This is an optimization exercise on Yosys and OpenROAD, whose aim is small area, a short achievable clock period and few clock cycles per item, not a production implementation. Where RTL was checked, it was by simulation tests only, not by an equivalence proof against the original. The series may have gaps, and a smaller design here may also do less where the tests do not look. The RTL of run 2 was laid out without a check of its function.

Fig. 1: run 1, metal 4
The bar under the picture is 100 um long.
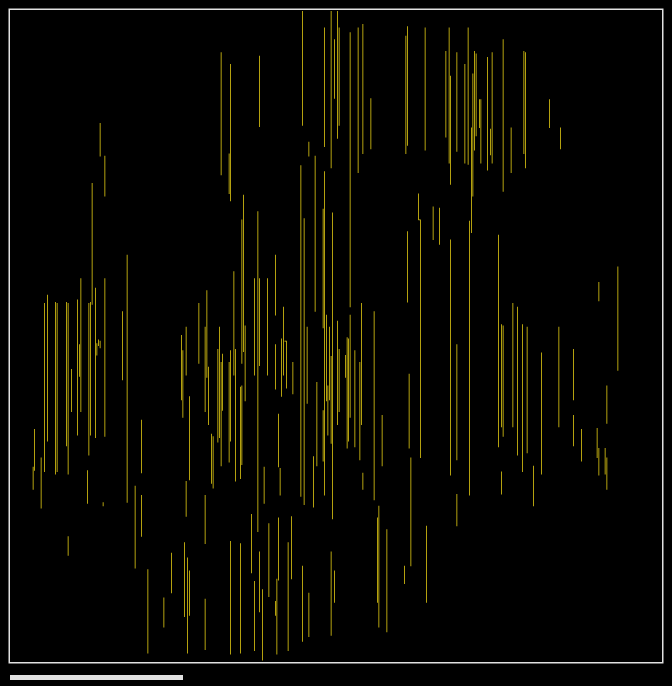
Fig. 2: run 1, the metal 2 layer
Cells faint in the background.
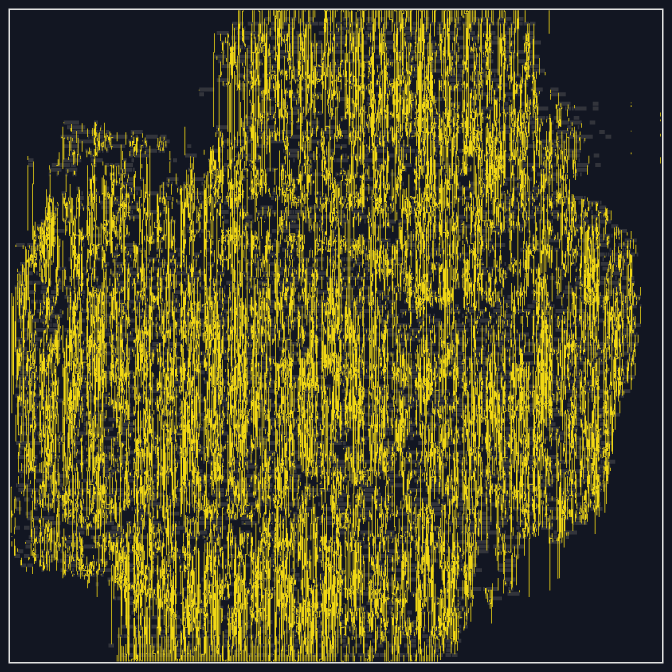
Fig. 3: run 1, track usage over the die
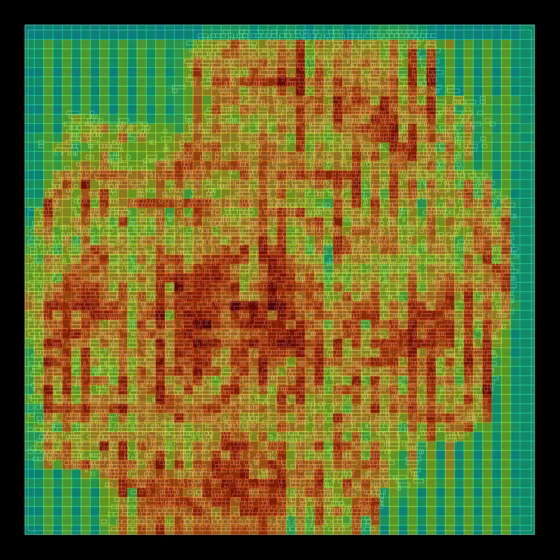
$ cat flow/design.v
module Raptor64Mult(rst, clk, ld, sgn, isMuli, a, b, imm, o, done);
parameter SGNADJO=3'd2;
parameter MULT=3'd3;
parameter IDLE=3'd4;
parameter DONE=3'd5;
input clk;
input rst;
input ld;
input sgn;
input isMuli;
input [63:0] a;
input [63:0] b;
input [63:0] imm;
output [127:0] o;
reg [127:0] o;
output done;
reg [63:0] aa,bb;
reg so;
reg [2:0] state;
reg [7:0] cnt;
wire cnt_done = cnt==8'd0;
assign done = state==DONE;
reg ce1;
reg [127:0] prod;
wire [79:0] p1 = bb * aa[15:0] + prod[127:64];
always @(posedge clk)
if (rst) begin
	aa <= 64'd0;
	bb <= 64'd0;
	prod <= 128'd0;
	o <= 128'd0;
	state <= IDLE;
end
else
begin
if (!cnt_done)
	cnt <= cnt - 8'd1;
case(state)
IDLE:
	if (ld) begin
		if (sgn) begin
			aa <= a[63] ? -a : a;
			bb <= isMuli ? (imm[63] ? -imm : imm) :(b[63] ? -b : b);
			so <= isMuli ? a[63] ^ imm[63] : a[63] ^ b[63];
		end
		else begin
			aa <= a;
			bb <= isMuli ? imm : b;
			so <= 1'b0;
		end
		prod <= 128'd0;
		cnt <= 8'd4;
		state <= MULT;
	end
MULT:
	if (!cnt_done) begin
		aa <= {16'b0,aa[63:16]};
		prod <= {16'b0,prod[127:16]};
		prod[127:48] <= p1;
	end
	else begin
		if (sgn) begin
			if (so)
				o <= -prod;
			else
				o <= prod;
		end
		else
			o <= prod;
		state <= DONE;
	end
DONE:
	state <= IDLE;
endcase
end
endmodule
$ cat flow/run.sh
#!/bin/bash
# synth_recipe.tcl (not shown) runs the flow's synth.tcl, then flattens the netlist and writes it again
# the make line also repeats each setting of config.mk as NAME=value (left out here)
make -C /OpenROAD-flow-scripts/flow DESIGN_CONFIG=/design/flow/config.mk WORK_HOME=/design/flow/orfs CLKGATE_MAP_FILE= SYNTH_SCRIPT=/design/flow/synth_recipe.tcl finish
$ cat flow/config.mk
export PLATFORM = sky130hd
export DESIGN_NAME = Raptor64Mult
export DESIGN_NICKNAME = Raptor64Mult
export VERILOG_FILES = /design/flow/design.v
export SDC_FILE = /design/flow/constraint.sdc
export NUM_CORES = 4
export LEC_CHECK = 0
export CAP_MARGIN = 20
export CORE_MARGIN = 2
export CORE_UTILIZATION = 40
export SLEW_MARGIN = 20
$ cat flow/constraint.sdc
create_clock -name core_clock -period 10.0 [get_ports {clk}]
set_input_delay 2.0000 -clock core_clock [delete_from_list [all_inputs] [get_ports {clk}]]
set_output_delay 2.0000 -clock core_clock [all_outputs]
set_load 0.01 [all_outputs]
==> reports/metrics.yaml, run 1 <==
floorplanning:
  start_util_pct: 40.4
  core_um2: 137000
  die_y_um: 376
  ios: 326
timing:
  min_period_ns: 8.12
  hold_ws_ns: 0.451
  slew_viol_final: 0
  fin_setup_tns_ns: 0
  worstMarginPinSlew_ns: 1.08
  setup_viol: 0
synth:
  synth_common_cells: "inv_1, nand2_1, fa_1, a21oi_1, clkbuf_1"
  synth_cell_types: 86
drt:
  drt-initial-drc-count: 3503
  drtPass1Iterations: 6
global_routing:
  antenna_found_initial: 2
layout:
  multi_input_area_um2: 41400
  layout-drive-gt1-share_pct: 2.66
clock_network:
  cts_setup_buffers: 0
  cts_buffers: 47
setup_path:
  crit_fanout: 65
  critPathKind: "reg2reg"
  ff2ff_path_depth: 20
placement:
  gp_congestion: 0.957
status:
  status: "complete, no violations"
Testbench counts for the RTL of run 1, summed over its fixed seeds: cycles 16,800, items 2,400.
About Fig. 1:
main direction: vertical
longest straight run: 191 um
share of all routed wire: 5.5%
nets with wire on the layer: 165
Routed WL: 187 mm
vias post-DR: 47600

About Fig. 2:
nets with wire on the layer: 7004
wire length on this layer: 92.8 mm
longest straight run: 130 um
share of all routed wire: 50%
met2 GRT Util: 46.6%

About Fig. 3:
most crowded layer after global routing: met2
DR WL/cell: 21.5 um
met3 usage: 3.11%

==> run 1: cells in the final DEF, fill, tap and decap left out, types with 135 or more instances in the layout <==
| cell type | netlist | routed |
|---|---|---|
| a21oi_1 | 412 | 412 |
| and2_1 | 350 | 349 |
| clkdlybuf4s50_1 | 0 | 323 |
| dfxtp_1 | 387 | 371 |
| fa_1 | 930 | 930 |
| ha_1 | 160 | 160 |
| inv_1 | 1213 | 1213 |
| nand2_1 | 1165 | 1162 |
| nand3_1 | 135 | 135 |
| nor2_1 | 320 | 317 |
| o21ai_0 | 217 | 217 |
| xnor2_1 | 214 | 214 |
| xor2_1 | 144 | 144 |
==> run 1: cell families (layout without fill, tap and decap cells) <==
family                     after synthesis  after routing  share of synthesized area (%)
buffers and inverters                 1628           1663                           11.0
muxes                                    4              4                         0.0722
other                                    0              2                              0
AOI/OAI and AO/OA                     1080           1080                           12.1
xor gates and xnor gates               358            358                           5.65
adders and majority gates             1090           1090                           37.2
DFF                                    396            396                           14.5
and+or+nand+nor                       2337           2337                           19.6
==> run 1: worst max-delay path, cell delays in order, from the launching register on <==
cell	delay, ns
dfxtp_4	1.02
nand2_1	0.20
fa_1	0.56
inv_1	0.05
fa_1	0.47
fa_1	0.54
fa_1	0.55
fa_1	0.55
inv_1	0.06
fa_1	0.58
inv_1	0.05
ha_1	0.41
and4_1	0.26
nand2_1	0.06
nor3_1	0.42
o21ai_0	0.26
a21oi_1	0.77
o21ai_0	0.34
o311ai_0	0.52
xnor2_1	0.17
o21ai_0	0.10
==> run 1: worst min path at each step <==
| stage | from | to | cells past startpoint |
|---|---|---|---|
| after floorplan | aa[51]$_SDFFE_PP0P_ | aa[51]$_SDFFE_PP0P_ | 2 |
| after global placement | aa[54]$_SDFFE_PP0P_ | aa[54]$_SDFFE_PP0P_ | 2 |
| after detailed placement | aa[58]$_SDFFE_PP0P_ | aa[58]$_SDFFE_PP0P_ | 2 |
| after CTS | o[100]$_SDFFE_PP0P_ | o[100]$_SDFFE_PP0P_ | 2 |
| after global routing | o[121]$_SDFFE_PP0P_ | o[121]$_SDFFE_PP0P_ | 2 |
| final | o[124]$_SDFFE_PP0P_ | o[124]$_SDFFE_PP0P_ | 2 |
==> run 1: layer usage <==
layer | track usage, % | vias to the layer above
met5 | 0 | -
met4 | 13.1 | 0
met3 | 3.11 | 411
met2 | 46.6 | 1571
met1 | 33.4 | 24100
li1 | - | 21500
==> run 1: cell type report <==
class / count / share of cell area (%)
multi-input cells: 4869 / 67.3
flip-flops and latches: 396 / 13.1
inverters: 1213 / 7.41
repair buffers: 365 / 5.83
well taps: 1794 / 3.65
clock buffers: 64 / 2.15
clock inverters: 21 / 0.489
diodes: 2 / 0.00814
==> run 1: sequential cells by signal, indices dropped and copies added (netlist names) <==
register and flops:
o 128, prod 128, aa 64, bb 64, cnt 8, state 3
so 1
==> run 1: metrics by stage <==
step / cell area, um^2 / util, % / std cells
finish: 61500 / 44.7 / 8724
global route: 61500 / 44.7 / 8722
CTS: 61400 / 44.7 / 8721
detailed placement: 59800 / 43.5 / 8636
global placement: 59800 / 43.5 / 8636
floorplan: 55500 / - / 6893
## Run 2: large edit since run 1, in outline
flow/design.v: 76 -> 1346 lines; modules unchanged: 0
  Raptor64Mult: edited, 76 -> 1346 lines
Fig. 4: run 2, the metal 2 layer
Cells faint in the background.
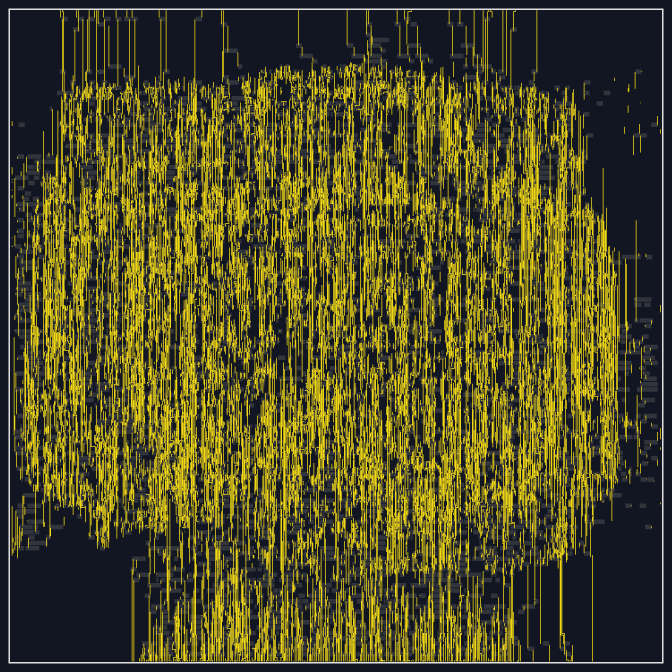
main direction: vertical
longest straight run: 119 um
share of all routed wire: 45%
nets with wire on the layer: 4804
wire length on this layer: 76.1 mm
Routed WL: 169 mm
vias post-DR: 42000
met2 GRT Util: 45.9%

Fig. 5: run 2, the metal 1 layer
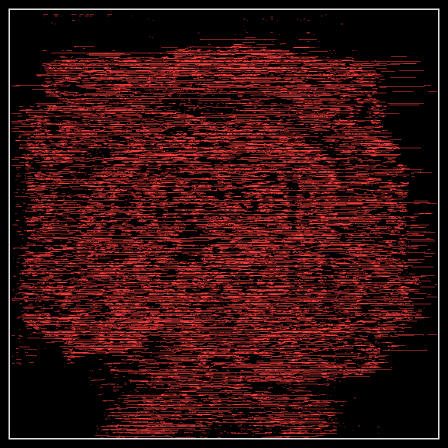
main direction: horizontal
share of all routed wire: 40%
met1 Use GR: 39.5%

==> run 2 against run 1 <==
Against the previous run:
- fmax increased by 12%
- final area is 22% lower
- highest routed layer unchanged
- final cell count shrank 21%
==> reports/metrics.yaml, run 2 <==
status:
  status: "complete, no violations"
timing:
  hold_ws_ns: 0.452  # +0.000722 ns
  hold_violations: 0
  fin_setup_tns_ns: 0  # unchanged
  max_freq_mhz: 138
  setup_viol: 0  # unchanged
  slew_viol_final: 0  # unchanged
  min_period_ns: 7.25  # -0.873 ns
  worstMarginPinSlew_ns: 1.24  # +0.156 ns
layout:
  layout-drive-gt1-share_pct: 4.43  # +1.8 points
  regMostFlops: "ar"
  largest_reg_flops: 65
  design_area_um2: 48100  # -22%
  final_common_cell: "fa_1"
  instances_no_fill: 6862  # -21%
  final_cell_mix: "fa_1, inv_1, a21oi_1, nor2_1, a22oi_1"
  reg.largest.list: "ar (65), dr (64), sr (64)"
synth:
  synth_common_cells: "clkbuf_1, fa_1, inv_1, a21oi_1, nor2_1"
  synth_top_family_by_area: "adder cells"
  synth_simple_gate_area_share_pct: 12.0  # -7.5 points
  synthAdderAreaFrac_pct: 31.5  # -5.7 points
  synth.most_common_cell: "clkbuf_1"
  synth-xor-area-share_pct: 2.94  # -2.7 points
  synth_cell_types: 82  # -4.7%
  synthMuxAreaShare_pct: 1.44  # +1.4 points
  synth-compound-area-share_pct: 28.9  # +17 points
clock_network:
  cts_tree: "built"
  cts_setup_buffers: 0  # unchanged
  clockRootBuffer: "clkbuf_16"
  cts_buffers: 34  # -28%
  clkSlewWorstSetupHoldPaths_ns: 0.06
floorplanning:
  die_y_um: 335  # -11%
  start_util_pct: 40.3  # -0.075 points
  die_area_um2: 112000
  core_um2: 109000  # -21%
  ios: 326  # unchanged
placement:
  io_buffer_count: 325
  placed_cells: 6796  # -21%
  gp_congestion: 0.958  # about the same
  placed_cell_area_um2: 47000  # -21%
global_routing:
  grt-busiest-layer: "met2"
  antenna_found_initial: 3  # +1
  grtUsageMet3_pct: 7.50  # +4.4 points
setup_path:
  crit_fanout: 6  # -91%
  ff2ff_path_depth: 16  # -20%
  critPathKind: "reg2out"
  cp.arrival_ns: 5.25
hold_path:
  whs_endpoint: "ph[3]$_SDFF_PP0_"
  holdCritStartpoint: "ph[2]$_SDFF_PP0_"
  holdPathStages: 1  # -1
drt:
  drtPass1Iterations: 6  # unchanged
  wl_per_cell_um: 24.6  # +14%
[run 2: changes by cell type after synthesis, sizes merged, moves of 149 or more]
cell | previous run | this run
nand2 | 1167 | 335
inv | 1213 | 558
o22ai | 1 | 371
fa | 930 | 572
and2 | 350 | 17
a22oi | 41 | 373
clkbuf | 402 | 626
nor2b | 5 | 202
o21ai | 220 | 369
[run 2: area by class of cell]
| type | count | area, um^2 |
|---|---|---|
| fillers | 10900 | 60700 |
| multi-input cells | 4122 | 33800 |
| flip-flops and latches | 259 | 5240 |
| repair buffers | 442 | 4130 |
| inverters | 559 | 2100 |
| well taps | 1414 | 1770 |
| clock buffers | 47 | 951 |
| clock inverters | 14 | 189 |
| diodes | 5 | 12.5 |
[run 2: layer usage]
metal | vias to the layer above | wire [um]
li1 | 19000 | -
met1 | 20600 | 68100
met2 | 2023 | 76100
met3 | 302 | 17100
met4 | 0 | 7360
met5 | - | 0
[run 2: worst max-delay path by stage]
stage | start | to | slack, ns | cells after the start
2_1_floorplan | dr[1]$_DFF_P_ | dr[63]$_DFF_P_ | 4.95 | 16
3_3_place_gp | dr[1]$_DFF_P_ | dr[63]$_DFF_P_ | 3.37 | 16
3_5_place_dp | dr[1]$_DFF_P_ | dr[63]$_DFF_P_ | 3.33 | 16
4_1_cts | cin$_DFF_P_ | o[114] | 3.02 | 13
5_1_grt | cin$_DFF_P_ | o[110] | 2.56 | 13
6_report | cin$_DFF_P_ | o[110] | 2.75 | 13
[run 2: critical path, stage by stage (launching register included)]
cell	delay, ns
dfxtp_1	0.39
ha_1	0.24
inv_1	0.07
fa_1	0.39
nand2b_1	0.17
a21oi_1	0.25
o211ai_2	0.17
nand4_1	0.41
a21oi_2	0.29
o31ai_1	1.08
nand3_1	0.19
o21ai_0	0.28
xnor2_1	0.15
clkdlybuf4s50_1	0.57
[run 2: cell families after synthesis]
family	Yosys count
AOI/OAI and AO/OA	1976
xor gates and xnor gates	147
adders and majority gates	784
buffers and inverters	1301
DFF	259
muxes	63
and+or+nand+nor	1152
[run 2: metrics by stage]
stage          utilization (%)  setup WS, ns
3_3_place_gp              43.2          3.37
2_1_floorplan                -          4.95
5_1_grt                   44.2          2.56
6_report                  44.2          2.75
4_1_cts                   44.2          3.02
3_5_place_dp              43.2          3.33

re-timing with driven ports:
Ports are ideal in the flow. The routed layouts listed here were re-timed in OpenROAD. Step 1 (the two cells are an assumption about what drives the block):
set clk [get_ports {clk}]
set_driving_cell -lib_cell sky130_fd_sc_hd__clkbuf_16 $clk
set_driving_cell -lib_cell sky130_fd_sc_hd__buf_2 [delete_from_list [all_inputs] $clk]
Step 2 times the ports against the registers' clock, not the clock port: input delays grow and output delays shrink by t, the midpoint of the rising clock arrivals with the driver on. Three values: no drivers, after step 1, after step 2; two values: the first two.
run | t, ns | slack for setup (ns) | hold WS [ns] | latest minus earliest clock arrival (ns) | cell pins on the clock port's net
run 1 | 0.727 | 1.880 / 1.880 / 1.880 | 0.451 / 0.451 / 0.451 | 0.051 / 0.052 | 1
run 2 | 0.659 | 2.753 / 2.678 / 3.261 | 0.452 / 0.452 / 0.452 | 0.030 / 0.030 | 1
After both steps setup and hold are still met in every run listed.
